This is an optimization exercise on Yosys and OpenROAD, whose aim is small area, a short achievable clock period and few clock cycles per item, not a production implementation.
The RTL was checked by simulation tests, not by an equivalence proof against the original design.
The series may have gaps, and a smaller design here may also do less where the tests do not look.
No activity file was given, so power comes from the tool's default toggle rates.

==> flow/design.v <==
module miriscv_gpr (
  input  logic        clk_i,
  input  logic        we_i,
  input  logic [4:0]  wa_i,
  input  logic [31:0] wd_i,
  input  logic [4:0]  ra1_i,
  input  logic [4:0]  ra2_i,
  output logic [31:0] rd1_o,
  output logic [31:0] rd2_o
);
  logic [31:0][31:0] regs;
  assign regs[0] = '0;
  for (genvar i = 1; i < 32; i++) begin : g_reg
    always_ff @(posedge clk_i) begin
      if (we_i && (wa_i == i)) regs[i] <= wd_i;
    end
  end
  assign rd1_o = regs[ra1_i];
  assign rd2_o = regs[ra2_i];
endmodule
module miriscv_mdu #(
  parameter int MUL_BITS = 4,
  parameter int DIV_BITS = 2
) (
  input  logic        clk_i,
  input  logic        arstn_i,
  input  logic        start_i,
  input  logic [2:0]  op_i,        
  input  logic [31:0] a_i,
  input  logic [31:0] b_i,
  input  logic        cancel_i,
  input  logic        ack_i,
  output logic        busy_o,      
  output logic        done_o,      
  output logic [31:0] result_o
);
  localparam logic [1:0] S_IDLE  = 2'd0;
  localparam logic [1:0] S_SETUP = 2'd1;
  localparam logic [1:0] S_ITER  = 2'd2;
  localparam logic [1:0] S_DONE  = 2'd3;
  localparam int MUL_STEPS = 32 / MUL_BITS;
  logic [1:0]  state_q;
  logic [2:0]  op_q;
  logic        neg_q;
  logic [5:0]  cnt_q;
  logic [31:0] x_q;    
  logic [31:0] y_q;    
  logic [31:0] z_q;    
  logic        is_div;
  logic        sa, sb, a_neg, b_neg, b_zero;
  logic [31:0] ua, ub;
  assign is_div = op_i[2];
  assign sa     = (op_i == 3'd1) | (op_i == 3'd2) | (op_i == 3'd4) | (op_i == 3'd6);
  assign sb     = (op_i == 3'd1) | (op_i == 3'd4) | (op_i == 3'd6);
  assign a_neg  = sa & a_i[31];
  assign b_neg  = sb & b_i[31];
  assign b_zero = (b_i == 32'd0);
  assign ua     = a_neg ? (32'd0 - a_i) : a_i;
  assign ub     = b_neg ? (32'd0 - b_i) : b_i;
  logic neg_start;
  always_comb begin
    unique case (op_i)
      3'd1, 3'd2: neg_start = a_neg ^ b_neg;
      3'd4:       neg_start = (a_neg ^ b_neg) & ~b_zero;
      3'd6:       neg_start = a_neg;
      default:    neg_start = 1'b0;
    endcase
  end
  function automatic logic [5:0] clz32(input logic [31:0] v);
    clz32 = 6'd32;
    for (int i = 0; i < 32; i++) begin
      if (v[i]) clz32 = 31 - i;
    end
  endfunction
  logic [5:0]  lz_r, lz_d;
  logic [5:0]  shamt;
  logic        q_zero;
  assign lz_r   = clz32(z_q);
  assign lz_d   = clz32(y_q);
  assign q_zero = (lz_r > lz_d);       
  assign shamt  = lz_d - lz_r;
  logic [31:0] div_r, div_d, div_q;
  always_comb begin
    logic [32:0] diff;
    diff  = '0;
    div_r = z_q;
    div_d = y_q;
    div_q = x_q;
    for (int j = 0; j < DIV_BITS; j++) begin
      if (j == 0 || cnt_q >= 6'(j)) begin
        diff = {1'b0, div_r} - {1'b0, div_d};
        if (!diff[32]) div_r = diff[31:0];
        div_q = {div_q[30:0], ~diff[32]};
        div_d = {1'b0, div_d[31:1]};
      end
    end
  end
  logic [32+MUL_BITS-1:0] mul_t;
  assign mul_t = {{MUL_BITS{1'b0}}, z_q} + (y_q * x_q[MUL_BITS-1:0]);
  always_ff @(posedge clk_i or negedge arstn_i) begin
    if (!arstn_i) begin
      state_q <= S_IDLE;
    end else if (start_i) begin
      state_q <= is_div ? S_SETUP : S_ITER;
    end else if (cancel_i || ack_i) begin
      state_q <= S_IDLE;
    end else begin
      unique case (state_q)
        S_SETUP: state_q <= ((y_q == 32'd0) || q_zero) ? S_DONE : S_ITER;
        S_ITER: begin
          if (op_q[2]) begin
            if (cnt_q < 6'(DIV_BITS)) state_q <= S_DONE;
          end else begin
            if (cnt_q == 6'd1) state_q <= S_DONE;
          end
        end
        default: ;
      endcase
    end
  end
  always_ff @(posedge clk_i) begin
    if (start_i) begin
      op_q  <= op_i;
      neg_q <= neg_start;
      if (is_div) begin
        z_q <= ua;
        y_q <= ub;
        x_q <= '0;
      end else begin
        z_q   <= '0;
        y_q   <= ua;
        x_q   <= ub;
        cnt_q <= 6'(MUL_STEPS);
      end
    end else begin
      unique case (state_q)
        S_SETUP: begin
          if (y_q == 32'd0) begin
            x_q <= '1;
          end else if (!q_zero) begin
            y_q   <= y_q << shamt;
            cnt_q <= shamt;
          end
        end
        S_ITER: begin
          if (op_q[2]) begin
            z_q   <= div_r;
            y_q   <= div_d;
            x_q   <= div_q;
            cnt_q <= cnt_q - 6'(DIV_BITS);
          end else begin
            z_q   <= mul_t[32+MUL_BITS-1:MUL_BITS];
            x_q   <= {mul_t[MUL_BITS-1:0], x_q[31:MUL_BITS]};
            cnt_q <= cnt_q - 6'd1;
          end
        end
        default: ;
      endcase
    end
  end
  logic [31:0] res_raw;
  logic        res_cin;
  always_comb begin
    unique case (op_q)
      3'd0:             res_raw = x_q;    
      3'd1, 3'd2, 3'd3: res_raw = z_q;    
      3'd4, 3'd5:       res_raw = x_q;    
      default:          res_raw = z_q;    
    endcase
    res_cin = (op_q[2] == 1'b0) ? (x_q == 32'd0) : 1'b1;
  end
  assign result_o = neg_q ? ((~res_raw) + {31'd0, res_cin}) : res_raw;
  assign busy_o   = (state_q != S_IDLE);
  assign done_o   = (state_q == S_DONE);
endmodule
module miriscv_top (
  input  logic        clk_i,
  input  logic        arstn_i,
  input  logic [31:0] boot_addr_i,
  input  logic        instr_rvalid_i,
  input  logic [31:0] instr_rdata_i,
  output logic        instr_req_o,
  output logic [31:0] instr_addr_o,
  input  logic        data_rvalid_i,
  input  logic [31:0] data_rdata_i,
  output logic        data_req_o,
  output logic        data_we_o,
  output logic [3:0]  data_be_o,
  output logic [31:0] data_addr_o,
  output logic [31:0] data_wdata_o
);
  localparam logic [6:0] OPC_LUI    = 7'b0110111;
  localparam logic [6:0] OPC_AUIPC  = 7'b0010111;
  localparam logic [6:0] OPC_JAL    = 7'b1101111;
  localparam logic [6:0] OPC_JALR   = 7'b1100111;
  localparam logic [6:0] OPC_BRANCH = 7'b1100011;
  localparam logic [6:0] OPC_LOAD   = 7'b0000011;
  localparam logic [6:0] OPC_STORE  = 7'b0100011;
  localparam logic [6:0] OPC_OPIMM  = 7'b0010011;
  localparam logic [6:0] OPC_OP     = 7'b0110011;
  localparam int R_SUM  = 0;
  localparam int R_SLT  = 1;
  localparam int R_SLTU = 2;
  localparam int R_XOR  = 3;
  localparam int R_OR   = 4;
  localparam int R_AND  = 5;
  localparam int R_SHL  = 6;
  localparam int R_SHR  = 7;
  localparam int R_B    = 8;
  localparam int R_N    = 9;
  logic        started_q;
  logic [31:0] pc_f_q;
  logic        d_valid_q;
  logic        d_hold_q;
  logic [31:0] d_hold_instr_q;
  logic [31:0] d_pc_q;
  logic        e_valid_q;
  logic        e_wb_q;
  logic [4:0]  e_rd_q;
  logic [31:0] e_a_q, e_b_q, e_c_q;
  logic [R_N-1:0] e_rsel_q;
  logic        e_sub_q;
  logic        e_sra_q;
  logic        e_branch_q, e_jal_q, e_jalr_q;
  logic [2:0]  e_f3_q;
  logic        e_load_q, e_store_q;
  logic        e_md_q;
  logic        m_valid_q;
  logic        m_wb_q;
  logic [4:0]  m_rd_q;
  logic [31:0] m_res_q;
  logic        m_load_q;
  logic [2:0]  m_f3_q;
  logic [1:0]  m_alo_q;
  logic [4:0]  u_rd_q;
  logic        need_q;
  logic        redirect;
  logic [31:0] redirect_pc;
  logic        stall_e;
  logic [31:0] e_result;
  logic [31:0] m_result;
  logic        m_write;
  logic        u_busy, u_done, u_wr, u_cancel, u_start;
  logic [31:0] u_result;
  logic [31:0] instr;
  assign instr = d_hold_q ? d_hold_instr_q : instr_rdata_i;
  logic [6:0] opc;
  logic [2:0] f3;
  logic [4:0] rs1, rs2, rd;
  assign opc = instr[6:0];
  assign f3  = instr[14:12];
  assign rs1 = instr[19:15];
  assign rs2 = instr[24:20];
  assign rd  = instr[11:7];
  logic is_lui, is_auipc, is_jal, is_jalr, is_branch, is_load, is_store, is_opimm, is_op, is_md;
  assign is_lui    = (opc == OPC_LUI);
  assign is_auipc  = (opc == OPC_AUIPC);
  assign is_jal    = (opc == OPC_JAL);
  assign is_jalr   = (opc == OPC_JALR);
  assign is_branch = (opc == OPC_BRANCH);
  assign is_load   = (opc == OPC_LOAD);
  assign is_store  = (opc == OPC_STORE);
  assign is_opimm  = (opc == OPC_OPIMM);
  assign is_op     = (opc == OPC_OP);
  assign is_md     = is_op & instr[25];
  logic use_rs1, use_rs2, d_wb;
  assign use_rs1 = ~(is_lui | is_auipc | is_jal);
  assign use_rs2 = is_op | is_branch | is_store;
  assign d_wb    = (is_lui | is_auipc | is_jal | is_jalr | is_load | is_opimm | is_op) & (rd != 5'd0);
  logic [31:0] imm_i, imm_s, imm_b, imm_u, imm_j;
  assign imm_i = {{20{instr[31]}}, instr[31:20]};
  assign imm_s = {{20{instr[31]}}, instr[31:25], instr[11:7]};
  assign imm_b = {{19{instr[31]}}, instr[31], instr[7], instr[30:25], instr[11:8], 1'b0};
  assign imm_u = {instr[31:12], 12'd0};
  assign imm_j = {{11{instr[31]}}, instr[31], instr[19:12], instr[20], instr[30:21], 1'b0};
  logic        rf_we;
  logic [4:0]  rf_wa;
  logic [31:0] rf_wd;
  logic [31:0] rf_rd1, rf_rd2;
  miriscv_gpr i_gpr (
    .clk_i ( clk_i  ),
    .we_i  ( rf_we  ),
    .wa_i  ( rf_wa  ),
    .wd_i  ( rf_wd  ),
    .ra1_i ( rs1    ),
    .ra2_i ( rs2    ),
    .rd1_o ( rf_rd1 ),
    .rd2_o ( rf_rd2 )
  );
  logic e_hit1, e_hit2, m_hit1, m_hit2;
  assign e_hit1 = e_valid_q & e_wb_q & (e_rd_q == rs1);
  assign e_hit2 = e_valid_q & e_wb_q & (e_rd_q == rs2);
  assign m_hit1 = m_valid_q & m_wb_q & (m_rd_q == rs1);
  assign m_hit2 = m_valid_q & m_wb_q & (m_rd_q == rs2);
  logic [31:0] rv1, rv2;
  assign rv1 = e_hit1 ? e_result : m_hit1 ? m_result : rf_rd1;
  assign rv2 = e_hit2 ? e_result : m_hit2 ? m_result : rf_rd2;
  logic e_late, hz1, hz2, uhz1, uhz2, hazard;
  assign e_late = e_valid_q & e_wb_q & (e_load_q | e_md_q);
  assign uhz1   = u_busy & (u_rd_q == rs1);
  assign uhz2   = u_busy & (u_rd_q == rs2);
  assign hz1    = use_rs1 & (rs1 != 5'd0) & ((e_late & (e_rd_q == rs1)) | uhz1);
  assign hz2    = use_rs2 & (rs2 != 5'd0) & ((e_late & (e_rd_q == rs2)) | uhz2);
  assign hazard = hz1 | hz2;
  logic d_stall;
  assign d_stall = d_valid_q & (hazard | stall_e);
  logic [31:0] pc_plus4_d;
  logic [31:0] pc_imm_d;
  assign pc_plus4_d = d_pc_q + 32'd4;
  assign pc_imm_d   = d_pc_q + (is_jal ? imm_j : imm_b);
  logic [31:0] d_a, d_b, d_c;
  always_comb begin
    if (is_lui)        d_a = 32'd0;
    else if (is_auipc) d_a = d_pc_q;
    else               d_a = rv1;
    if (is_op | is_branch | is_store) d_b = rv2;
    else if (is_jal | is_jalr)        d_b = pc_plus4_d;
    else if (is_lui | is_auipc)       d_b = imm_u;
    else                              d_b = imm_i;
    if (is_store)                d_c = imm_s;
    else if (is_branch | is_jal) d_c = pc_imm_d;
    else                         d_c = imm_i;
  end
  logic [R_N-1:0] d_rsel;
  logic           d_sub, d_sra;
  always_comb begin
    d_rsel = '0;
    d_sub  = 1'b0;
    d_sra  = instr[30];
    if (is_op | is_opimm) begin
      unique case (f3)
        3'b000: begin d_rsel[R_SUM] = 1'b1; d_sub = is_op & instr[30]; end
        3'b001: d_rsel[R_SHL]  = 1'b1;
        3'b010: begin d_rsel[R_SLT]  = 1'b1; d_sub = 1'b1; end
        3'b011: begin d_rsel[R_SLTU] = 1'b1; d_sub = 1'b1; end
        3'b100: d_rsel[R_XOR]  = 1'b1;
        3'b101: d_rsel[R_SHR]  = 1'b1;
        3'b110: d_rsel[R_OR]   = 1'b1;
        default: d_rsel[R_AND] = 1'b1;
      endcase
    end else if (is_jal | is_jalr) begin
      d_rsel[R_B] = 1'b1;
    end else begin
      d_rsel[R_SUM] = 1'b1;
      d_sub = is_branch;
    end
  end
  logic [31:0] alu_b, sum;
  logic        carry;
  assign alu_b        = e_sub_q ? ~e_b_q : e_b_q;
  assign {carry, sum} = {1'b0, e_a_q} + {1'b0, alu_b} + {32'd0, e_sub_q};
  logic eq, ltu, lt;
  assign eq  = (e_a_q == e_b_q);
  assign ltu = ~carry;
  assign lt  = (e_a_q[31] ^ e_b_q[31]) ? e_a_q[31] : sum[31];
  logic [31:0] sh_in, sh_out, shr, shl;
  logic        sh_fill;
  always_comb begin
    for (int i = 0; i < 32; i++) sh_in[i] = e_rsel_q[R_SHL] ? e_a_q[31-i] : e_a_q[i];
  end
  assign sh_fill = e_sra_q & e_a_q[31] & e_rsel_q[R_SHR];
  assign sh_out  = 32'($signed({sh_fill, sh_in}) >>> e_b_q[4:0]);
  assign shr     = sh_out;
  always_comb begin
    for (int i = 0; i < 32; i++) shl[i] = sh_out[31-i];
  end
  always_comb begin
    e_result = ({32{e_rsel_q[R_SUM]}}  & sum)
             | ({32{e_rsel_q[R_SLT]}}  & {31'd0, lt})
             | ({32{e_rsel_q[R_SLTU]}} & {31'd0, ltu})
             | ({32{e_rsel_q[R_XOR]}}  & (e_a_q ^ e_b_q))
             | ({32{e_rsel_q[R_OR]}}   & (e_a_q | e_b_q))
             | ({32{e_rsel_q[R_AND]}}  & (e_a_q & e_b_q))
             | ({32{e_rsel_q[R_SHL]}}  & shl)
             | ({32{e_rsel_q[R_SHR]}}  & shr)
             | ({32{e_rsel_q[R_B]}}    & e_b_q);
  end
  logic [31:0] addr;
  assign addr = e_a_q + e_c_q;
  logic taken;
  always_comb begin
    unique case (e_f3_q)
      3'b000:  taken = eq;
      3'b001:  taken = ~eq;
      3'b100:  taken = lt;
      3'b101:  taken = ~lt;
      3'b110:  taken = ltu;
      default: taken = ~ltu;
    endcase
  end
  assign redirect    = e_valid_q & ~stall_e & (e_jal_q | e_jalr_q | (e_branch_q & taken));
  assign redirect_pc = e_jalr_q ? {addr[31:1], 1'b0} : e_c_q;
  logic force_wb;
  assign m_write  = m_valid_q & m_wb_q;
  assign u_wr     = u_done & ~m_write;
  assign u_cancel = u_busy & ~u_wr & e_valid_q & e_wb_q & (e_rd_q == u_rd_q);
  assign force_wb = u_done & need_q & m_write;
  logic can_accept;
  assign can_accept = ~u_busy | u_wr | u_cancel;
  assign u_start    = e_valid_q & e_md_q & e_wb_q & can_accept;
  assign stall_e    = e_valid_q & ((e_md_q & e_wb_q & ~can_accept)
                                 | (force_wb & e_wb_q & ~e_md_q));
  miriscv_mdu i_mdu (
    .clk_i    ( clk_i    ),
    .arstn_i  ( arstn_i  ),
    .start_i  ( u_start  ),
    .op_i     ( e_f3_q   ),
    .a_i      ( e_a_q    ),
    .b_i      ( e_b_q    ),
    .cancel_i ( u_cancel ),
    .ack_i    ( u_wr     ),
    .busy_o   ( u_busy   ),
    .done_o   ( u_done   ),
    .result_o ( u_result )
  );
  logic [1:0] e_size;
  assign e_size       = e_f3_q[1:0];
  assign data_req_o   = e_valid_q & (e_load_q | e_store_q) & ~stall_e;
  assign data_we_o    = e_store_q;
  assign data_addr_o  = addr;
  always_comb begin
    unique case (e_size)
      2'b00:   data_be_o = 4'b0001 << addr[1:0];
      2'b01:   data_be_o = addr[1] ? 4'b1100 : 4'b0011;
      default: data_be_o = 4'b1111;
    endcase
    unique case (e_size)
      2'b00:   data_wdata_o = {4{e_b_q[7:0]}};
      2'b01:   data_wdata_o = {2{e_b_q[15:0]}};
      default: data_wdata_o = e_b_q;
    endcase
  end
  logic [15:0] ld_h;
  logic [7:0]  ld_b;
  logic [31:0] ld_data;
  assign ld_h = m_alo_q[1] ? data_rdata_i[31:16] : data_rdata_i[15:0];
  assign ld_b = m_alo_q[0] ? ld_h[15:8] : ld_h[7:0];
  always_comb begin
    unique case (m_f3_q[1:0])
      2'b00:   ld_data = {{24{~m_f3_q[2] & ld_b[7]}}, ld_b};
      2'b01:   ld_data = {{16{~m_f3_q[2] & ld_h[15]}}, ld_h};
      default: ld_data = data_rdata_i;
    endcase
  end
  assign m_result = m_load_q ? ld_data : m_res_q;
  assign rf_we = m_write | u_wr;
  assign rf_wa = m_write ? m_rd_q : u_rd_q;
  assign rf_wd = m_write ? m_result : u_result;
  assign instr_req_o  = started_q;
  assign instr_addr_o = redirect ? redirect_pc : pc_f_q;
  logic d_advance;
  assign d_advance = redirect | ~d_stall;
  always_ff @(posedge clk_i or negedge arstn_i) begin
    if (!arstn_i) begin
      started_q <= 1'b0;
      d_valid_q <= 1'b0;
      d_hold_q  <= 1'b0;
      e_valid_q <= 1'b0;
      m_valid_q <= 1'b0;
      need_q    <= 1'b0;
    end else begin
      started_q <= 1'b1;
      d_valid_q <= started_q;
      d_hold_q  <= ~d_advance;
      if (!stall_e) e_valid_q <= d_valid_q & ~hazard & ~redirect;
      m_valid_q <= e_valid_q & ~stall_e;
      need_q    <= u_busy & ~u_wr & ~u_cancel &
                   ((d_valid_q & ((use_rs1 & uhz1) | (use_rs2 & uhz2))) | (e_valid_q & e_md_q & e_wb_q));
    end
  end
  always_ff @(posedge clk_i) begin
    if (!started_q)     pc_f_q <= boot_addr_i;
    else if (d_advance) pc_f_q <= instr_addr_o + 32'd4;
    else                pc_f_q <= instr_addr_o;
    if (d_advance) begin
      d_pc_q <= instr_addr_o;
    end else begin
      d_hold_instr_q <= instr;
    end
    if (!stall_e) begin
      e_wb_q     <= d_wb;
      e_rd_q     <= rd;
      e_a_q      <= d_a;
      e_b_q      <= d_b;
      e_c_q      <= d_c;
      e_rsel_q   <= d_rsel;
      e_sub_q    <= d_sub;
      e_sra_q    <= d_sra;
      e_branch_q <= is_branch;
      e_jal_q    <= is_jal;
      e_jalr_q   <= is_jalr;
      e_f3_q     <= f3;
      e_load_q   <= is_load;
      e_store_q  <= is_store;
      e_md_q     <= is_md;
    end
    m_wb_q   <= e_wb_q & ~e_md_q;
    m_rd_q   <= e_rd_q;
    m_res_q  <= e_result;
    m_load_q <= e_load_q;
    m_f3_q   <= e_f3_q;
    m_alo_q  <= addr[1:0];
    if (u_start) u_rd_q <= e_rd_q;
  end
endmodule
==> flow/run.sh <==
#!/bin/bash
# synth_recipe.tcl (not shown) runs the flow's synth.tcl, then flattens the netlist and writes it again
# the make line also repeats each setting of config.mk as NAME=value (left out here)
make -C /OpenROAD-flow-scripts/flow DESIGN_CONFIG=/design/flow/config.mk WORK_HOME=/design/flow/orfs CLKGATE_MAP_FILE= SYNTH_SCRIPT=/design/flow/synth_recipe.tcl finish
==> flow/config.mk <==
export PLATFORM = sky130hd
export DESIGN_NAME = miriscv_top
export DESIGN_NICKNAME = miriscv_top
export VERILOG_FILES = /design/flow/design.v
export SDC_FILE = /design/flow/constraint.sdc
export NUM_CORES = 4
export LEC_CHECK = 0
export CAP_MARGIN = 20
export CORE_MARGIN = 2
export CORE_UTILIZATION = 40
export SLEW_MARGIN = 20
==> flow/constraint.sdc <==
create_clock -name core_clock -period 12.0 [get_ports {clk_i}]
set_input_delay 2.4000 -clock core_clock [delete_from_list [all_inputs] [get_ports {clk_i}]]
set_output_delay 2.4000 -clock core_clock [all_outputs]
set_load 0.01 [all_outputs]
Fig. 1: run 1, metal 2
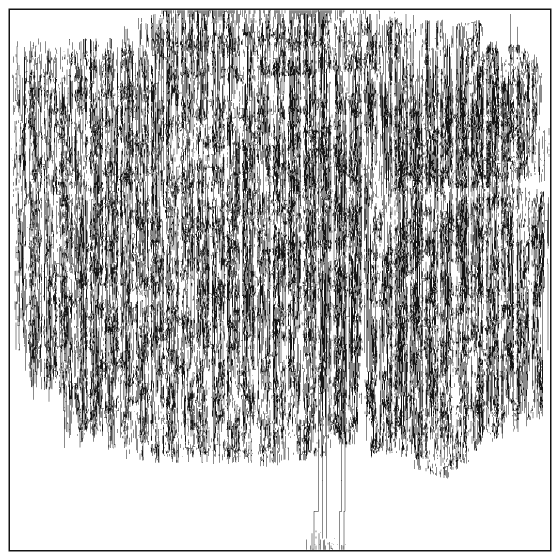
The wires run mostly vertical. The layer holds 44% of the routed length. The layer carries 164 mm of wire.
detailed-route wire length: 376000 um
via total after detailed routing: 79200
routing usage on met2: 0.474

Fig. 2: run 1, CTS result over the die
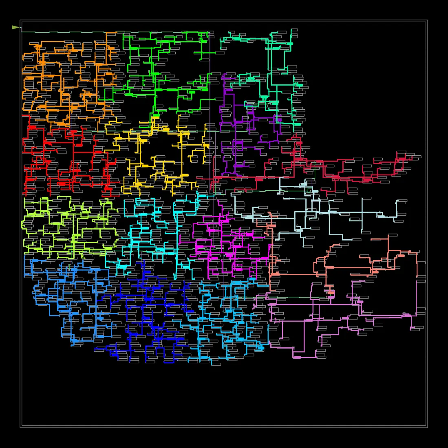
clock root cell: clkbuf_16
total CTS buffers: 150

==> summary.txt, run 1 <==
Job
Max-cap violations in this run came to 0.

Timing
The max-slew violation total from the final report is 0. The final hold violation count is 0. Setup repair after global routing left no endpoint under its margin. In the post-route analysis, the smallest setup slack over all paths is 3.02 ns.

The maximum clock frequency is 0.111 GHz. The period utilization is 0.748. The final clock skew is 0.0608 ns.

Global route
The number of global-route vias before repair is between 70000 and 80000. Entering global routing, the biggest net connects 152 pins. The layer with the highest usage after global routing is met2. For this run, global-route usage on met3 was measured as 0.0885. For this run, global-route usage on met1 was measured as 0.406.

The number of antenna violations at the first check in global routing is 26. The global-route total usage across every layer is 0.316.

Synthesis
Of the total synthesized cell area, the portion taken by XOR and XNOR cells is 0.0362. Yosys attributes the largest share of cell area to edfxtp_1 (43%), nand2_1 (7.9%), mux4_2 (6.5%). The synthesized design spends more area on one cell type than any other, namely edfxtp_1. The net count of the mapped netlist is around 10000. The commonest cells after synthesis are nand2_1 (1919), edfxtp_1 (1289), a21oi_1 (588). By area, the combinational part of the netlist is dominated by simple AND/OR/NAND/NOR gates. The Yosys step of the flow raised 3 warnings. Each instance of the synthesized netlist takes up on average just under 10 um^2.

The mapped netlist covers 91000 um^2. The count of unique library cells instantiated by Yosys is 99. nand2_1 is the most common cell in the netlist. After synthesis the netlist holds a flip-flop and latch count of ~1400. Of the total synthesized cell area, the portion taken by full adders, half adders and majority gates is 0.0603. The share of synthesized area occupied by flip-flops and latches is 0.444.

Route
The highest layer used for signal routing is met5. In the routed design, unresolved DRC markers number 0. The via-per-instance ratio is 6.40. The detailed-routed wire length on met2 is 164000 um.

In the final routed layout, each cell accounts on average for 30.4 um. The starting DRC count in detailed routing is 10500. After detailed routing, the wire length on met1 is 140000 um.

Min path
Counting instances, the worst hold path has a depth of 0. The min-delay analysis places its worst path in the category reg2reg. The path with the worst hold slack has its endpoint at m_load_q$_DFF_P_.

Worst setup path
Across all register-to-register paths, the minimum setup slack is 3.30 ns. The number of buffers and inverters on the critical path is 5. Walking the worst path, the cells encountered are buf_4 > inv_1 > buf_4 > ha_1 > nor4_1 > nand4_1 > o211a_1 > or4_4 > nor4b_4 > nor4b_2 > and4b_1 > nor2_2 > buf_4 > nor2_1 > a31oi_1 > clkdlybuf4s50_1.

The cell count of the worst reg-to-reg path is 31. The highest cell delay on the worst timing path is approximately 0.62 ns. The arrival time reported for the critical path endpoint is 6.58 ns. The worst setup path endpoint is instr_addr_o[16]. The cell that appears most often on the critical path is buf_4. The worst register-to-register path begins at i_mdu.y_q[8]$_DFFE_PP_. The launch point of the worst path is e_b_q[1]$_DFFE_PN_.

Pwr
The cell internal power dissipation is approximately 0.016 W. The clock network consumes a total of 0.00474 W. Of the total power, the share spent switching nets is 0.461. The proportion of power drawn by flip-flops and latches is 0.231.

Summed over all nets, the switching power comes to 0.0140 W. Summed over all combinational cells, the power is roughly 0.019 W. The biggest slice of the total power is consumed by combinational logic. In this run the static leakage power is 37.1 nW.

Layout
In the final layout, the share of cells above drive strength 1 is 0.101. The repair_antennas step left the layout with diodes totalling 12. The register with the most flip-flops in the final layout is i_gpr.regs.

At the end of the flow, the number of nets in the layout was between 9000 and 10000. Of the total standard cell area in the layout, the multi-input combinational portion is 0.467. The number of clock-tree buffers in the layout is 185. The area of the multi-input gates is 47500 um^2. The register with the most flip-flops in the layout has between 900 and 1000 of them. From synthesis to final layout, the design area changed by 11.8%. The top cell types in the final layout, fill and taps aside, are nand2_1 (1916), edfxtp_1 (1289), nand3_1 (571), a21oi_1 (557), nor2_1 (483). Leaving out fill and tap cells, the most frequent cell in the layout is nand2_1. The portion of the layout cell area used by clock cells is 0.0483. After filler insertion, the fill cell instance count of the layout stands at 21400.

Floorplan
The die is 481 um wide. The die is 481 um tall. The die footprint is 231000 um^2.

Clocking
The later pin in the worst-skew pair is clocked with a latency of about 0.84 ns. The post-CTS clock slew at the launch and capture registers of the worst setup and hold paths is roughly 0.070 ns. The total setup buffers inserted after CTS is 0. The clock tree from TritonCTS is yes. The number of H-tree levels is 4.

The number of hold buffers added after CTS was 0.

Placement
The cell total after placement is about 12000. The post-place setup slack is ~3.3 ns. The HPWL after detailed placement is 254000 um. The area of placed instances is ~97000 um^2.

Status
The flow ran to the end and the layout has no timing, DRC or antenna violations.
Testbench counts for the RTL of run 1, summed over its fixed seeds: cycles 181,682, programs 80.
Fig. 3: run 1, I/O nets highlighted
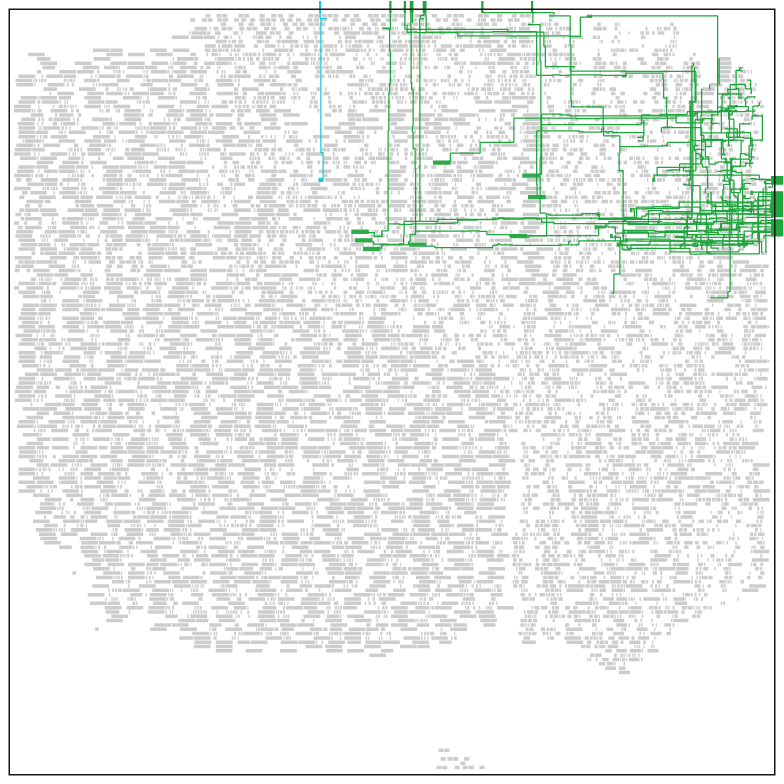
Key: cyan = data_req_o [direction output, end cells 1, buffers 1, wire 116 um]; green = data_wdata_o [direction output, end cells 32, buffers 40, wire 6950 um]
input/output buffers: 200
I/O pin cnt: 203

Fig. 4: run 1, placement by cell class
Scale bar: 100 um.
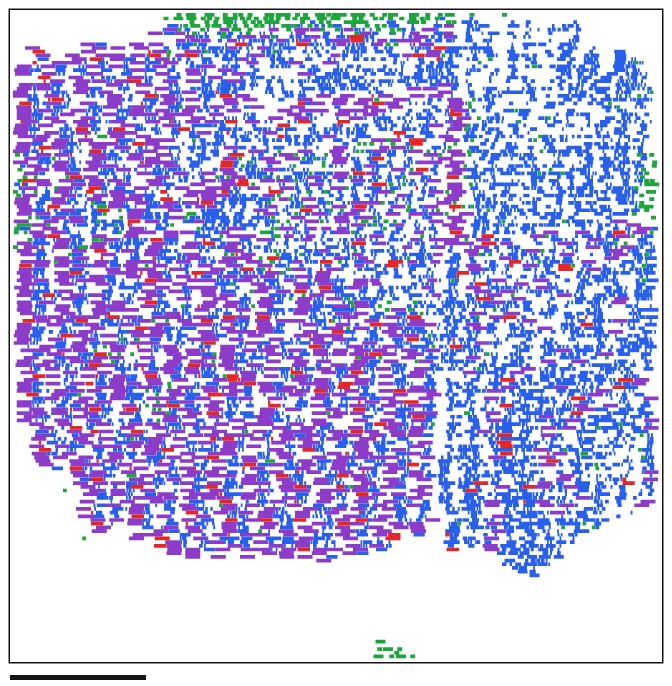
Key: purple = flops [cells 1373]; blue = all other logic [cells 7273]; red = clock drivers and dummy loads [cells 273]; green = other buffers and delay cells [cells 439]
post-route design area: 102000 um^2
final core utilization: 0.449
area of the core region: 227000 um^2
share of cell area taken by flip-flops and latches: 0.397
Site Rows: 175

Fig. 5: run 1, where the registers sit
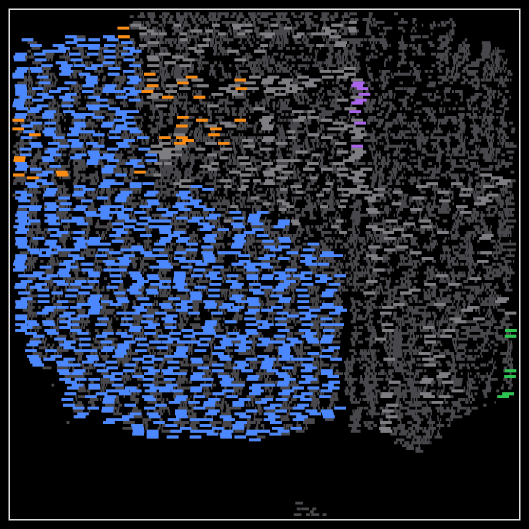

--- run 2 (changed files replaced; the others as in run 1) ---
removed: flow/run.sh
==> flow/design.v <==
module miriscv_gpr (
  input  logic        clk_i,
  input  logic        we_i,
  input  logic [4:0]  wa_i,
  input  logic [31:0] wd_i,
  input  logic [4:0]  ra1_i,
  input  logic [4:0]  ra2_i,
  output logic [31:0] rd1_o,
  output logic [31:0] rd2_o
);
  logic [31:1][31:0] regs;
  for (genvar i = 1; i < 32; i++) begin : g_reg
    always_ff @(posedge clk_i) begin
      if (we_i && (wa_i == i)) regs[i] <= wd_i;
    end
  end
  always_comb begin
    rd1_o = '0;
    rd2_o = '0;
    for (int i = 1; i < 32; i++) begin
      rd1_o = rd1_o | ({32{ra1_i == i}} & regs[i]);
      rd2_o = rd2_o | ({32{ra2_i == i}} & regs[i]);
    end
  end
endmodule
module miriscv_mdu (
  input  logic        clk_i,
  input  logic        arstn_i,
  input  logic        start_i,
  input  logic [2:0]  op_i,        
  input  logic [31:0] a_i,
  input  logic [31:0] b_i,
  input  logic        cancel_i,
  input  logic        ack_i,
  output logic        busy_o,      
  output logic        done_o,      
  output logic [31:0] result_o
);
  localparam logic [2:0] S_IDLE  = 3'd0;
  localparam logic [2:0] S_SETUP = 3'd1;    
  localparam logic [2:0] S_ALIGN = 3'd2;    
  localparam logic [2:0] S_ITER  = 3'd3;
  localparam logic [2:0] S_FIN   = 3'd4;    
  localparam logic [2:0] S_DONE  = 3'd5;
  logic [2:0]  state_q;
  logic [2:0]  op_q;
  logic        neg_q;
  logic [5:0]  cnt_q;
  logic [31:0] x_q;    
  logic        cy_q;   
  logic [31:0] y_q;    
  logic [32:0] z_q;    
  logic [32:0] zc_q;   
  logic        is_div;
  logic        sa, sb, a_neg, b_neg, b_zero;
  logic [31:0] ua, ub;
  assign is_div = op_i[2];
  assign sa     = (op_i == 3'd1) | (op_i == 3'd2) | (op_i == 3'd4) | (op_i == 3'd6);
  assign sb     = (op_i == 3'd1) | (op_i == 3'd4) | (op_i == 3'd6);
  assign a_neg  = sa & a_i[31];
  assign b_neg  = sb & b_i[31];
  assign b_zero = (b_i == 32'd0);
  assign ua     = a_neg ? (32'd0 - a_i) : a_i;
  assign ub     = b_neg ? (32'd0 - b_i) : b_i;
  logic neg_start;
  always_comb begin
    case (op_i)
      3'd1, 3'd2: neg_start = a_neg ^ b_neg;
      3'd4:       neg_start = (a_neg ^ b_neg) & ~b_zero;
      3'd6:       neg_start = a_neg;
      default:    neg_start = 1'b0;
    endcase
  end
  function automatic logic [5:0] clz32(input logic [31:0] v);
    clz32 = 6'd32;
    for (int i = 0; i < 32; i++) begin
      if (v[i]) clz32 = 31 - i;
    end
  endfunction
  logic [5:0]  lz_r, lz_d;
  logic        q_zero, d_zero;
  assign lz_r   = clz32(z_q[31:0]);
  assign lz_d   = clz32(y_q);
  assign q_zero = (lz_r > lz_d);       
  assign d_zero = (y_q == 32'd0);
  logic [32:0] div_diff;
  assign div_diff = {1'b0, z_q[31:0]} - {1'b0, y_q};
  function automatic logic [81:0] csa(input logic [40:0] a, input logic [40:0] b,
                                      input logic [40:0] c);
    csa[40:0]  = a ^ b ^ c;
    csa[81:41] = {((a[39:0] & b[39:0]) | (a[39:0] & c[39:0]) | (b[39:0] & c[39:0])), 1'b0};
  endfunction
  logic [40:0] pp [0:9];
  always_comb begin
    for (int j = 0; j < 8; j++) pp[j] = {9'd0, y_q & {32{x_q[j]}}} << j;
    pp[8] = {8'd0, z_q};
    pp[9] = {8'd0, zc_q};
  end
  logic [40:0] s1, c1, s2, c2, s3, c3, s4, c4, s5, c5, s6, c6, s7, c7, ts, tc;
  always_comb begin
    {c1, s1} = csa(pp[0], pp[1], pp[2]);
    {c2, s2} = csa(pp[3], pp[4], pp[5]);
    {c3, s3} = csa(pp[6], pp[7], pp[8]);
    {c4, s4} = csa(s1, c1, s2);
    {c5, s5} = csa(c2, s3, c3);
    {c6, s6} = csa(s4, c4, s5);
    {c7, s7} = csa(s6, c6, c5);
    {tc, ts} = csa(s7, c7, pp[9]);
  end
  logic [8:0] mul_lo;
  assign mul_lo = {1'b0, ts[7:0]} + {1'b0, tc[7:0]} + {8'd0, cy_q};
  logic [31:0] mul_hi;
  assign mul_hi = z_q[31:0] + zc_q[31:0] + {31'd0, cy_q};
  always_ff @(posedge clk_i or negedge arstn_i) begin
    if (!arstn_i) begin
      state_q <= S_IDLE;
    end else if (start_i) begin
      state_q <= is_div ? S_SETUP : S_ITER;
    end else if (cancel_i || ack_i) begin
      state_q <= S_IDLE;
    end else begin
      case (state_q)
        S_SETUP: state_q <= (d_zero || q_zero) ? S_DONE : S_ALIGN;
        S_ALIGN: state_q <= S_ITER;
        S_ITER: begin
          if (op_q[2]) begin
            if (cnt_q == 6'd0) state_q <= S_DONE;
          end else begin
            if (cnt_q == 6'd1) state_q <= (op_q[1:0] == 2'd0) ? S_DONE : S_FIN;
          end
        end
        S_FIN:   state_q <= S_DONE;
        default: ;
      endcase
    end
  end
  always_ff @(posedge clk_i) begin
    if (start_i) begin
      op_q  <= op_i;
      neg_q <= neg_start;
      if (is_div) begin
        z_q <= {1'b0, ua};
        y_q <= ub;
        x_q <= '0;
      end else begin
        z_q   <= '0;
        zc_q  <= '0;
        cy_q  <= 1'b0;
        y_q   <= ua;
        x_q   <= ub;
        cnt_q <= 6'd4;
      end
    end else begin
      case (state_q)
        S_SETUP: begin
          if (d_zero) x_q <= '1;
          cnt_q <= lz_d - lz_r;
        end
        S_ALIGN: y_q <= y_q << cnt_q[4:0];
        S_ITER: begin
          if (op_q[2]) begin
            if (!div_diff[32]) z_q <= {1'b0, div_diff[31:0]};
            x_q   <= {x_q[30:0], ~div_diff[32]};
            y_q   <= {1'b0, y_q[31:1]};
            cnt_q <= cnt_q - 6'd1;
          end else begin
            z_q   <= ts[40:8];
            zc_q  <= tc[40:8];
            cy_q  <= mul_lo[8];
            x_q   <= {mul_lo[7:0], x_q[31:8]};
            cnt_q <= cnt_q - 6'd1;
          end
        end
        S_FIN: z_q <= {1'b0, mul_hi};
        default: ;
      endcase
    end
  end
  logic [31:0] res_raw;
  logic        res_cin;
  always_comb begin
    case (op_q)
      3'd0:             res_raw = x_q;          
      3'd1, 3'd2, 3'd3: res_raw = z_q[31:0];    
      3'd4, 3'd5:       res_raw = x_q;          
      default:          res_raw = z_q[31:0];    
    endcase
    res_cin = (op_q[2] == 1'b0) ? (x_q == 32'd0) : 1'b1;
  end
  assign result_o = neg_q ? ((~res_raw) + {31'd0, res_cin}) : res_raw;
  assign busy_o   = (state_q != S_IDLE);
  assign done_o   = (state_q == S_DONE);
endmodule
module miriscv_top (
  input  logic        clk_i,
  input  logic        arstn_i,
  input  logic [31:0] boot_addr_i,
  input  logic        instr_rvalid_i,
  input  logic [31:0] instr_rdata_i,
  output logic        instr_req_o,
  output logic [31:0] instr_addr_o,
  input  logic        data_rvalid_i,
  input  logic [31:0] data_rdata_i,
  output logic        data_req_o,
  output logic        data_we_o,
  output logic [3:0]  data_be_o,
  output logic [31:0] data_addr_o,
  output logic [31:0] data_wdata_o
);
  localparam logic [6:0] OPC_LUI    = 7'b0110111;
  localparam logic [6:0] OPC_AUIPC  = 7'b0010111;
  localparam logic [6:0] OPC_JAL    = 7'b1101111;
  localparam logic [6:0] OPC_JALR   = 7'b1100111;
  localparam logic [6:0] OPC_BRANCH = 7'b1100011;
  localparam logic [6:0] OPC_LOAD   = 7'b0000011;
  localparam logic [6:0] OPC_STORE  = 7'b0100011;
  localparam logic [6:0] OPC_OPIMM  = 7'b0010011;
  localparam logic [6:0] OPC_OP     = 7'b0110011;
  localparam int R_SUM  = 0;
  localparam int R_SLT  = 1;
  localparam int R_SLTU = 2;
  localparam int R_XOR  = 3;
  localparam int R_OR   = 4;
  localparam int R_AND  = 5;
  localparam int R_SHL  = 6;
  localparam int R_SHR  = 7;
  localparam int R_B    = 8;
  localparam int R_ADDR = 9;
  localparam int R_N    = 10;
  logic        started_q;
  logic [31:0] pc_f_q;
  logic        d_valid_q;
  logic        d_hold_q;
  logic [31:0] d_hold_instr_q;
  logic [31:0] d_pc;
  logic        e_valid_q;
  logic        e_wb_q;
  logic [4:0]  e_rd_q;
  logic [31:0] e_a_q, e_b_q, e_c_q;
  logic [R_N-1:0] e_rsel_q;
  logic        e_sub_q;
  logic        e_sra_q;
  logic        e_branch_q, e_jalr_q, e_pred_q;
  logic [2:0]  e_f3_q;
  logic        e_load_q, e_store_q;
  logic        e_md_q;
  logic [3:0]  e_fwd1_q, e_fwd2_q;
  logic [31:0] wb_last_q;      
  logic        m_valid_q;
  logic        m_wb_q;
  logic [4:0]  m_rd_q;
  logic [31:0] m_val_q;       
  logic        m_load_q;
  logic [2:0]  m_f3_q;
  logic        m_req_q;
  logic        m_we_q;
  logic [3:0]  m_be_q;
  logic [31:0] m_wdata_q;
  logic        w_valid_q;
  logic        w_wb_q;
  logic [4:0]  w_rd_q;
  logic [31:0] w_val_q;
  logic        w_load_q;
  logic [2:0]  w_f3_q;
  logic [4:0]  u_rd_q;
  logic        redirect;
  logic [31:0] redirect_pc;
  logic        stall_e;
  logic [31:0] e_val;
  logic [31:0] w_result;
  logic        w_write;
  logic        u_busy, u_done, u_wr, u_cancel, u_start;
  logic [31:0] u_result;
  logic [31:0] instr;
  assign instr = d_hold_q ? d_hold_instr_q : instr_rdata_i;
  assign d_pc = pc_f_q - 32'd4;
  logic [6:0] opc;
  logic [2:0] f3;
  logic [4:0] rs1, rs2, rd;
  assign opc = instr[6:0];
  assign f3  = instr[14:12];
  assign rs1 = instr[19:15];
  assign rs2 = instr[24:20];
  assign rd  = instr[11:7];
  logic is_lui, is_auipc, is_jal, is_jalr, is_branch, is_load, is_store, is_opimm, is_op, is_md;
  assign is_lui    = (opc == OPC_LUI);
  assign is_auipc  = (opc == OPC_AUIPC);
  assign is_jal    = (opc == OPC_JAL);
  assign is_jalr   = (opc == OPC_JALR);
  assign is_branch = (opc == OPC_BRANCH);
  assign is_load   = (opc == OPC_LOAD);
  assign is_store  = (opc == OPC_STORE);
  assign is_opimm  = (opc == OPC_OPIMM);
  assign is_op     = (opc == OPC_OP);
  assign is_md     = is_op & instr[25];
  logic use_rs1, use_rs2, d_wb;
  assign use_rs1 = ~(is_lui | is_auipc | is_jal);
  assign use_rs2 = is_op | is_branch | is_store;
  assign d_wb    = (is_lui | is_auipc | is_jal | is_jalr | is_load | is_opimm | is_op) & (rd != 5'd0);
  logic [31:0] imm_i, imm_s, imm_b, imm_u, imm_j;
  assign imm_i = {{20{instr[31]}}, instr[31:20]};
  assign imm_s = {{20{instr[31]}}, instr[31:25], instr[11:7]};
  assign imm_b = {{19{instr[31]}}, instr[31], instr[7], instr[30:25], instr[11:8], 1'b0};
  assign imm_u = {instr[31:12], 12'd0};
  assign imm_j = {{11{instr[31]}}, instr[31], instr[19:12], instr[20], instr[30:21], 1'b0};
  logic        rf_we;
  logic [4:0]  rf_wa;
  logic [31:0] rf_wd;
  logic [31:0] rf_rd1, rf_rd2;
  miriscv_gpr i_gpr (
    .clk_i ( clk_i  ),
    .we_i  ( rf_we  ),
    .wa_i  ( rf_wa  ),
    .wd_i  ( rf_wd  ),
    .ra1_i ( rs1    ),
    .ra2_i ( rs2    ),
    .rd1_o ( rf_rd1 ),
    .rd2_o ( rf_rd2 )
  );
  logic [3:0] d_fwd1, d_fwd2;    
  always_comb begin
    d_fwd1 = 4'b1000;
    d_fwd2 = 4'b1000;
    if (use_rs1 && rs1 != 5'd0) begin
      if (e_valid_q && e_wb_q && e_rd_q == rs1)      d_fwd1 = 4'b0001;
      else if (m_valid_q && m_wb_q && m_rd_q == rs1) d_fwd1 = 4'b0010;
      else if (rf_we && rf_wa == rs1)                d_fwd1 = 4'b0100;
    end
    if (use_rs2 && rs2 != 5'd0) begin
      if (e_valid_q && e_wb_q && e_rd_q == rs2)      d_fwd2 = 4'b0001;
      else if (m_valid_q && m_wb_q && m_rd_q == rs2) d_fwd2 = 4'b0010;
      else if (rf_we && rf_wa == rs2)                d_fwd2 = 4'b0100;
    end
  end
  logic [31:0] rv1, rv2;
  assign rv1 = rf_rd1;
  assign rv2 = rf_rd2;
  logic e_late, m_late, hz1, hz2, hazard;
  assign e_late = e_valid_q & e_wb_q & (e_load_q | e_md_q);
  assign m_late = m_valid_q & m_wb_q & m_load_q;
  assign hz1    = use_rs1 & (rs1 != 5'd0) & ((e_late & (e_rd_q == rs1)) | (m_late & (m_rd_q == rs1))
                                            | (u_busy & ~u_wr & (u_rd_q == rs1)));
  assign hz2    = use_rs2 & (rs2 != 5'd0) & ((e_late & (e_rd_q == rs2)) | (m_late & (m_rd_q == rs2))
                                            | (u_busy & ~u_wr & (u_rd_q == rs2)));
  assign hazard = hz1 | hz2;
  logic d_stall;
  assign d_stall = d_valid_q & (hazard | stall_e);
  logic        br_pred, pred_taken;
  logic [31:0] pc_plus4_d, pc_jal_d, pc_br_d, d_target;
  assign br_pred    = instr[31] | (f3 == 3'b001);
  assign pred_taken = is_jal | (is_branch & br_pred);
  assign pc_plus4_d = pc_f_q;
  function automatic logic [18:0] inc19(input logic [18:0] v);
    for (int i = 0; i < 19; i++) inc19[i] = v[i] ^ (&(v & ((19'd1 << i) - 19'd1)));
  endfunction
  function automatic logic [18:0] dec19(input logic [18:0] v);
    for (int i = 0; i < 19; i++) dec19[i] = v[i] ^ ~(|(v & ((19'd1 << i) - 19'd1)));
  endfunction
  logic [18:0] pc_hi19, pc_hi19_p, pc_hi19_m;
  logic [10:0] pc_hi11_p, pc_hi11_m;
  assign pc_hi19   = d_pc[31:13];
  assign pc_hi19_p = inc19(pc_hi19);
  assign pc_hi19_m = dec19(pc_hi19);
  assign pc_hi11_p = (&pc_hi19[7:0])  ? pc_hi19_p[18:8] : pc_hi19[18:8];
  assign pc_hi11_m = (~|pc_hi19[7:0]) ? pc_hi19_m[18:8] : pc_hi19[18:8];
  logic [13:0] br_lo;
  logic [18:0] br_hi;
  logic [21:0] jal_lo;
  logic [10:0] jal_hi;
  assign br_lo  = {1'b0, d_pc[12:0]} + {1'b0, imm_b[12:0]};
  assign jal_lo = {1'b0, d_pc[20:0]} + {1'b0, imm_j[20:0]};
  always_comb begin
    if (imm_b[12] == br_lo[13]) br_hi = pc_hi19;
    else if (br_lo[13])         br_hi = pc_hi19_p;
    else                        br_hi = pc_hi19_m;
    if (imm_j[20] == jal_lo[21]) jal_hi = pc_hi19[18:8];
    else if (jal_lo[21])         jal_hi = pc_hi11_p;
    else                         jal_hi = pc_hi11_m;
  end
  assign pc_jal_d   = {jal_hi, jal_lo[20:0]};
  assign pc_br_d    = {br_hi, br_lo[12:0]};
  assign d_target   = is_jal ? pc_jal_d : pc_br_d;
  logic [31:0] d_a, d_b, d_c;
  always_comb begin
    if (is_lui)        d_a = 32'd0;
    else if (is_auipc) d_a = d_pc;
    else               d_a = rv1;
    if (is_op | is_branch | is_store) d_b = rv2;
    else if (is_jal | is_jalr)        d_b = pc_plus4_d;
    else if (is_lui | is_auipc)       d_b = imm_u;
    else                              d_b = imm_i;
    if (is_store)       d_c = imm_s;
    else if (is_branch) d_c = br_pred ? pc_plus4_d : pc_br_d;
    else                d_c = imm_i;
  end
  logic [R_N-1:0] d_rsel;
  logic           d_sub, d_sra;
  always_comb begin
    d_rsel = '0;
    d_sub  = 1'b0;
    d_sra  = instr[30];
    if (is_op | is_opimm) begin
      case (f3)
        3'b000: begin d_rsel[R_SUM] = 1'b1; d_sub = is_op & instr[30]; end
        3'b001: d_rsel[R_SHL]  = 1'b1;
        3'b010: begin d_rsel[R_SLT]  = 1'b1; d_sub = 1'b1; end
        3'b011: begin d_rsel[R_SLTU] = 1'b1; d_sub = 1'b1; end
        3'b100: d_rsel[R_XOR]  = 1'b1;
        3'b101: d_rsel[R_SHR]  = 1'b1;
        3'b110: d_rsel[R_OR]   = 1'b1;
        default: d_rsel[R_AND] = 1'b1;
      endcase
    end else if (is_jal | is_jalr) begin
      d_rsel[R_B] = 1'b1;
    end else if (is_load | is_store) begin
      d_rsel[R_ADDR] = 1'b1;
    end else begin
      d_rsel[R_SUM] = 1'b1;
      d_sub = is_branch;
    end
  end
  logic [31:0] a_res, b_res;
  always_comb begin
    a_res = ({32{e_fwd1_q[0]}} & m_val_q) | ({32{e_fwd1_q[1]}} & w_val_q)
          | ({32{e_fwd1_q[2]}} & wb_last_q) | ({32{e_fwd1_q[3]}} & e_a_q);
    b_res = ({32{e_fwd2_q[0]}} & m_val_q) | ({32{e_fwd2_q[1]}} & w_val_q)
          | ({32{e_fwd2_q[2]}} & wb_last_q) | ({32{e_fwd2_q[3]}} & e_b_q);
  end
  logic [31:0] alu_b, sum;
  logic        carry;
  assign alu_b        = e_sub_q ? ~b_res : b_res;
  assign {carry, sum} = {1'b0, a_res} + {1'b0, alu_b} + {32'd0, e_sub_q};
  logic eq, ltu, lt;
  assign eq  = (a_res == b_res);
  assign ltu = ~carry;
  assign lt  = (a_res[31] ^ b_res[31]) ? a_res[31] : sum[31];
  logic [31:0] sh_in, sh_out, shl;
  logic        sh_fill;
  always_comb begin
    for (int i = 0; i < 32; i++) sh_in[i] = e_rsel_q[R_SHL] ? a_res[31-i] : a_res[i];
  end
  assign sh_fill = e_sra_q & a_res[31] & e_rsel_q[R_SHR];
  assign sh_out  = 32'($signed({sh_fill, sh_in}) >>> b_res[4:0]);
  always_comb begin
    for (int i = 0; i < 32; i++) shl[i] = sh_out[31-i];
  end
  logic [31:0] addr;
  assign addr = a_res + e_c_q;
  always_comb begin
    e_val = ({32{e_rsel_q[R_SUM]}}  & sum)
          | ({32{e_rsel_q[R_SLT]}}  & {31'd0, lt})
          | ({32{e_rsel_q[R_SLTU]}} & {31'd0, ltu})
          | ({32{e_rsel_q[R_XOR]}}  & (a_res ^ b_res))
          | ({32{e_rsel_q[R_OR]}}   & (a_res | b_res))
          | ({32{e_rsel_q[R_AND]}}  & (a_res & b_res))
          | ({32{e_rsel_q[R_SHL]}}  & shl)
          | ({32{e_rsel_q[R_SHR]}}  & sh_out)
          | ({32{e_rsel_q[R_B]}}    & b_res)
          | ({32{e_rsel_q[R_ADDR]}} & addr);
  end
  logic taken;
  always_comb begin
    case (e_f3_q)
      3'b000:  taken = eq;
      3'b001:  taken = ~eq;
      3'b100:  taken = lt;
      3'b101:  taken = ~lt;
      3'b110:  taken = ltu;
      default: taken = ~ltu;
    endcase
  end
  assign redirect    = e_valid_q & ~stall_e & (e_jalr_q | (e_branch_q & (taken ^ e_pred_q)));
  assign redirect_pc = e_jalr_q ? {addr[31:1], 1'b0} : e_c_q;
  logic ft_recover;
  assign ft_recover = redirect & e_branch_q & e_pred_q;
  assign w_write  = w_valid_q & w_wb_q;
  assign u_wr     = u_done & ~w_write;
  assign u_cancel = u_busy & ~u_wr & e_valid_q & e_wb_q & (e_rd_q == u_rd_q);
  logic can_accept;
  assign can_accept = ~u_busy | u_wr | u_cancel;
  assign u_start    = e_valid_q & e_md_q & e_wb_q & can_accept;
  assign stall_e    = e_valid_q & e_md_q & e_wb_q & ~can_accept;
  miriscv_mdu i_mdu (
    .clk_i    ( clk_i    ),
    .arstn_i  ( arstn_i  ),
    .start_i  ( u_start  ),
    .op_i     ( e_f3_q   ),
    .a_i      ( a_res    ),
    .b_i      ( b_res    ),
    .cancel_i ( u_cancel ),
    .ack_i    ( u_wr     ),
    .busy_o   ( u_busy   ),
    .done_o   ( u_done   ),
    .result_o ( u_result )
  );
  logic [3:0]  e_be;
  logic [31:0] e_wdata;
  always_comb begin
    case (e_f3_q[1:0])
      2'b00:   e_be = 4'b0001 << addr[1:0];
      2'b01:   e_be = addr[1] ? 4'b1100 : 4'b0011;
      default: e_be = 4'b1111;
    endcase
    case (e_f3_q[1:0])
      2'b00:   e_wdata = {4{b_res[7:0]}};
      2'b01:   e_wdata = {2{b_res[15:0]}};
      default: e_wdata = b_res;
    endcase
  end
  assign data_req_o   = m_req_q;
  assign data_we_o    = m_we_q;
  assign data_be_o    = m_be_q;
  assign data_addr_o  = m_val_q;
  assign data_wdata_o = m_wdata_q;
  logic [15:0] ld_h;
  logic [7:0]  ld_b;
  logic [31:0] ld_data;
  assign ld_h = w_val_q[1] ? data_rdata_i[31:16] : data_rdata_i[15:0];
  assign ld_b = w_val_q[0] ? ld_h[15:8] : ld_h[7:0];
  always_comb begin
    case (w_f3_q[1:0])
      2'b00:   ld_data = {{24{~w_f3_q[2] & ld_b[7]}}, ld_b};
      2'b01:   ld_data = {{16{~w_f3_q[2] & ld_h[15]}}, ld_h};
      default: ld_data = data_rdata_i;
    endcase
  end
  assign w_result = w_load_q ? ld_data : w_val_q;
  assign rf_we = w_write | u_wr;
  assign rf_wa = w_write ? w_rd_q : u_rd_q;
  assign rf_wd = w_write ? w_result : u_result;
  assign instr_req_o  = started_q;
  assign instr_addr_o = pc_f_q;
  always_ff @(posedge clk_i or negedge arstn_i) begin
    if (!arstn_i) begin
      started_q <= 1'b0;
      d_valid_q <= 1'b0;
      d_hold_q  <= 1'b0;
      e_valid_q <= 1'b0;
      m_valid_q <= 1'b0;
      m_req_q   <= 1'b0;
      w_valid_q <= 1'b0;
    end else begin
      started_q <= 1'b1;
      if (redirect)                     d_valid_q <= ft_recover;
      else if (d_stall)                 d_valid_q <= 1'b1;
      else if (d_valid_q & pred_taken)  d_valid_q <= 1'b0;
      else                              d_valid_q <= started_q;
      d_hold_q  <= (d_stall & ~redirect) | ft_recover;
      if (!stall_e) e_valid_q <= d_valid_q & ~hazard & ~redirect;
      m_valid_q <= e_valid_q & ~stall_e;
      m_req_q   <= e_valid_q & ~stall_e & (e_load_q | e_store_q);
      w_valid_q <= m_valid_q;
    end
  end
  always_ff @(posedge clk_i) begin
    if (!started_q)                  pc_f_q <= boot_addr_i;
    else if (ft_recover)             pc_f_q <= e_c_q + 32'd4;
    else if (redirect)               pc_f_q <= redirect_pc;
    else if (d_stall)                pc_f_q <= pc_f_q;
    else if (d_valid_q & pred_taken) pc_f_q <= d_target;
    else                             pc_f_q <= pc_f_q + 32'd4;
    if (!d_hold_q) d_hold_instr_q <= instr_rdata_i;
    if (stall_e) begin
      e_a_q    <= a_res;
      e_b_q    <= b_res;
      e_fwd1_q <= 4'b1000;
      e_fwd2_q <= 4'b1000;
    end else begin
      e_fwd1_q   <= d_fwd1;
      e_fwd2_q   <= d_fwd2;
      e_wb_q     <= d_wb;
      e_rd_q     <= rd;
      e_a_q      <= d_a;
      e_b_q      <= d_b;
      e_c_q      <= d_c;
      e_rsel_q   <= d_rsel;
      e_sub_q    <= d_sub;
      e_sra_q    <= d_sra;
      e_branch_q <= is_branch;
      e_jalr_q   <= is_jalr;
      e_pred_q   <= br_pred;
      e_f3_q     <= f3;
      e_load_q   <= is_load;
      e_store_q  <= is_store;
      e_md_q     <= is_md;
    end
    m_wb_q    <= e_wb_q & ~e_md_q;
    m_rd_q    <= e_rd_q;
    m_val_q   <= e_val;
    m_load_q  <= e_load_q;
    m_f3_q    <= e_f3_q;
    m_we_q    <= e_store_q;
    m_be_q    <= e_be;
    m_wdata_q <= e_wdata;
    w_wb_q   <= m_wb_q;
    w_rd_q   <= m_rd_q;
    w_val_q  <= m_val_q;
    w_load_q <= m_load_q;
    w_f3_q   <= m_f3_q;
    wb_last_q <= rf_wd;
    if (u_start) u_rd_q <= e_rd_q;
  end
endmodule
==> flow/flow/run.sh <==
#!/bin/bash
# The standard layout (standard.sh: the standard synthesis and ORFS
# flow), with timing repair asked to leave extra setup slack, and the port
# buffers made plain buffers (the default picks a delay cell) so that repair
# can size them. The SDC and its 12 ns clock are unchanged.
# make's full output goes to standard.log; ORFS keeps each step's log under
# orfs/logs.
set -euo pipefail
bash standard.sh SETUP_SLACK_MARGIN=6.9 "BUFFER_PORTS_ARGS=-buffer_cell sky130_fd_sc_hd__buf_4" finish > standard.log 2>&1
==> flow/standard.sh <==
#!/bin/bash
# synth_recipe.tcl (not shown) runs the flow's synth.tcl, then flattens the netlist and writes it again
# the make line also repeats each setting of config.mk as NAME=value (left out here)
make -C /OpenROAD-flow-scripts/flow DESIGN_CONFIG=/design/flow/config.mk WORK_HOME=/design/flow/orfs CLKGATE_MAP_FILE= SYNTH_SCRIPT=/design/flow/synth_recipe.tcl "${@:-finish}"
==> flow/config.mk <==
export PLATFORM = sky130hd
export DESIGN_NAME = miriscv_top
export DESIGN_NICKNAME = miriscv_top
export VERILOG_FILES = /design/flow/design.v
export SDC_FILE = /design/flow/constraint.sdc
export NUM_CORES = 4
export LEC_CHECK = 0
export CAP_MARGIN = 20
export CORE_MARGIN = 2
export CORE_UTILIZATION = 50
export SLEW_MARGIN = 20
Fig. 6: run 2, where the registers sit
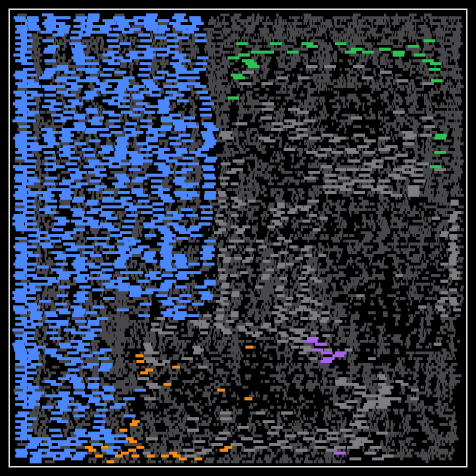
Key: orange = d_hold_instr_q [flops 32]; green = i_mdu.zc_q [flops 33]; purple = e_rsel_q [flops 10]; blue = i_gpr.regs [flops 992]
Another 428 sequential cells are not coloured.
area occupied by registers: 42300 um^2
Seq group: 0.00814 W
share of cell area taken by flip-flops and latches: 0.395
final core utilization: 0.585

Fig. 7: run 2, placement by cell class
Scale bar: 100 um.
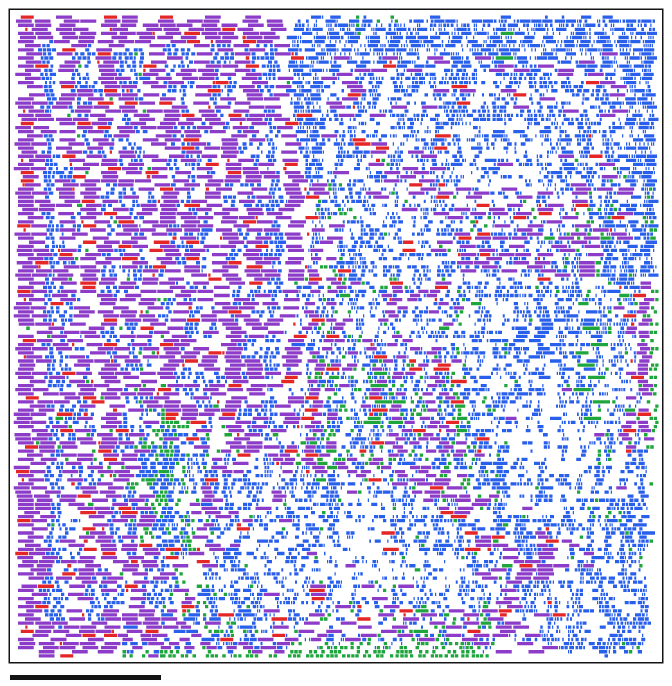
Key: red = clock drivers and dummy loads [cells 304]; blue = all other logic [cells 6804]; green = other buffers and delay cells [cells 714]; purple = flops [cells 1495]
Site Rows: 157
area of the core region: 183000 um^2
post-route design area: 107000 um^2

Fig. 8: run 2, metal 2
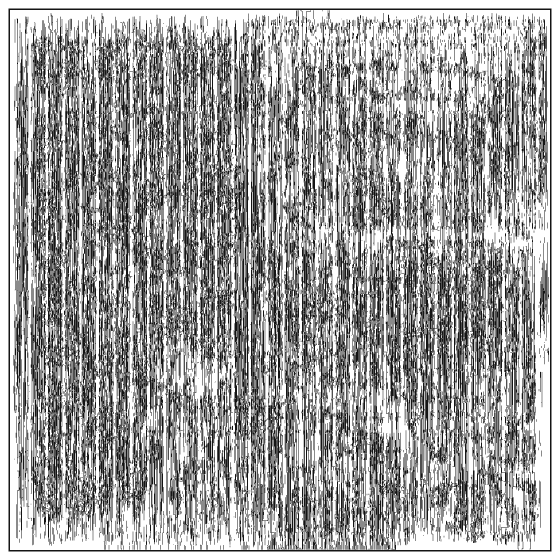
The longest straight run is 144 um. 8346 nets have wire on it. The layer holds 40% of the routed length. The wires run mostly vertical.
detailed-route wire length: 483000 um
via total after detailed routing: 87400
routing usage on met2: 0.697

==> run 2 against run 1 <==
  * Largest power group unchanged
  * Hold slack worse by 0.12 ns
  * Global-route usage is 18 points higher
  * Non-clock buffer count is 275 higher
  * Via count is 10% higher
  * Flip-flop and latch count is 122 higher
  * Synthesized area is 1.2% higher
  * Critical path type is now in2reg
  * Synthesized cell count is 4.6% lower
  * Sequential power is 16% higher
  * First-iteration DRC count is 61% higher
  * Wire length is 29% higher
  * Register-to-register slack better by 3.6 ns
  * Now fails the layout checks on max-capacitance violations, max-slew violations
==> summary.txt, run 2 <==
Status
Run status: failed layout checks (was timing/DRC/antenna clean). The checks that failed: max-capacitance violations, max-slew violations.

Clocking
The post-CTS clock slew at the launch and capture registers of the worst setup and hold paths is 0.06 ns (was 0.07 ns). The quantity of hold-fixing buffers added after cts is 0 (unchanged). The clock tree root buffer cell is clkbuf_16 (unchanged).

The clock tree from TritonCTS is yes (unchanged).

Pwr
The heaviest power group is combinational logic (unchanged). The net switching power of the design was 0.0157 W (was 0.0140 W). The proportion of total power due to net switching is 0.459 (was 0.461). The static power due to leakage came to 39.8 nW (was 37.1 nW).

The combinational-cell power consumption is 0.0206 W (was 0.0186 W).

Layout
Most frequent cells in the layout: edfxtp_1 (1228), nand2_1 (699), buf_4 (636), inv_1 (581), a22oi_1 (546) (was nand2_1 (1916), edfxtp_1 (1289), nand3_1 (571), a21oi_1 (557), nor2_1 (483)). The antenna diode count is 32 (was 12). The most common library cell in the layout ignoring fill and taps is edfxtp_1 (was nand2_1). The number of clock-tree buffers in the layout is 197 (was 185). The total number of nets in the final design is 9809 (was 9717). The fraction of area in multi-input gates is 0.442 (was 0.467).

Synthesis
The xor/xnor cell area share of the yosys netlist is 0.0369 (was 0.0362). The share of synthesized area occupied by flip-flops and latches is 0.459 (was 0.444). The main combinational cell family by area after synthesis is compound AO/OA/AOI/OAI gates (was simple AND/OR/NAND/NOR gates). The net count of the mapped netlist was 9537 (was 9821). The mean cell area of the mapped netlist is 10.3 um^2 (was 9.74 um^2). Commonest cells in the synthesized netlist: edfxtp_1 (1228), nand2_1 (733), inv_1 (598) (was nand2_1 (1919), edfxtp_1 (1289), a21oi_1 (588)). Ranking of synthesized cells by area: edfxtp_1 (40%), dfxtp_1 (5.6%), fa_1 (5.5%) (was edfxtp_1 (43%), nand2_1 (7.9%), mux4_2 (6.5%)). The biggest area consumer among synthesized cells is edfxtp_1 (unchanged).

Timing
Setup repair after global routing missed its margin: yes (was no). The maximum clock frequency was 0.188 GHz (was 0.111 GHz). The max-slew violation total from the final report came to 11 (was 0).

Worst setup path
The cell seen most often among critical-path stages is buf_4 (unchanged). The launch point of the worst reg-to-reg path was e_fwd2_q[1]$_SDFF_PP0_ (was i_mdu.y_q[8]$_DFFE_PP_). The setup slack of the most critical reg-to-reg path is 6.86 ns (was 3.30 ns). The worst setup path endpoint is e_b_q[3]$_DFF_P_ (was instr_addr_o[16]).

The cell count of the worst reg-to-reg path is 20 (was 31).

Floorplan
The die footprint is 188000 um^2 (was 231000 um^2).

Global route
The number of antenna violations at the first check in global routing is 56 (was 26). The number of global-route vias before repair is 80600 (was 75300). The met1 global-route usage is 0.620 (was 0.406).

Job
The max capacitance violation total is 1 (was 0).

Route
The starting DRC count in detailed routing is 16900 (was 10500). The highest layer used for signal routing is met5 (unchanged).

Placement
The area of placed instances was 97700 um^2 (was 96700 um^2).
Testbench counts for the RTL of run 2, summed over its fixed seeds: cycles 180,687, programs 80.

==> port drivers added, routing unchanged <==
In the flow no input, the clock included, has a driving cell. The finished layouts below were timed again as built, in two steps.
Step 1 (the two cells are an assumption about what drives the block):
set clk [get_ports {clk_i}]
set_driving_cell -lib_cell sky130_fd_sc_hd__clkbuf_16 $clk
set_driving_cell -lib_cell sky130_fd_sc_hd__buf_2 [delete_from_list [all_inputs] $clk]
Step 2 also shifts input and output timing later by t, the mid clock arrival at the registers, as if the neighbouring blocks saw the same clock.
a / b / c = ideal ports / drivers / drivers and shift; a / b = the first two.
| run | t (ns) | setup WS [ns] | pins driven straight from the clock port |
|---|---|---|---|
| run 1 | 0.907 | 3.025 / 2.930 / 3.305 | 1 |
| run 2 | 0.952 | 6.677 / 6.740 / 5.788 | 1 |
For run 2, which loses most, drivers alone change the setup slack by +0.063 ns; drivers and shift together by -0.889 ns.
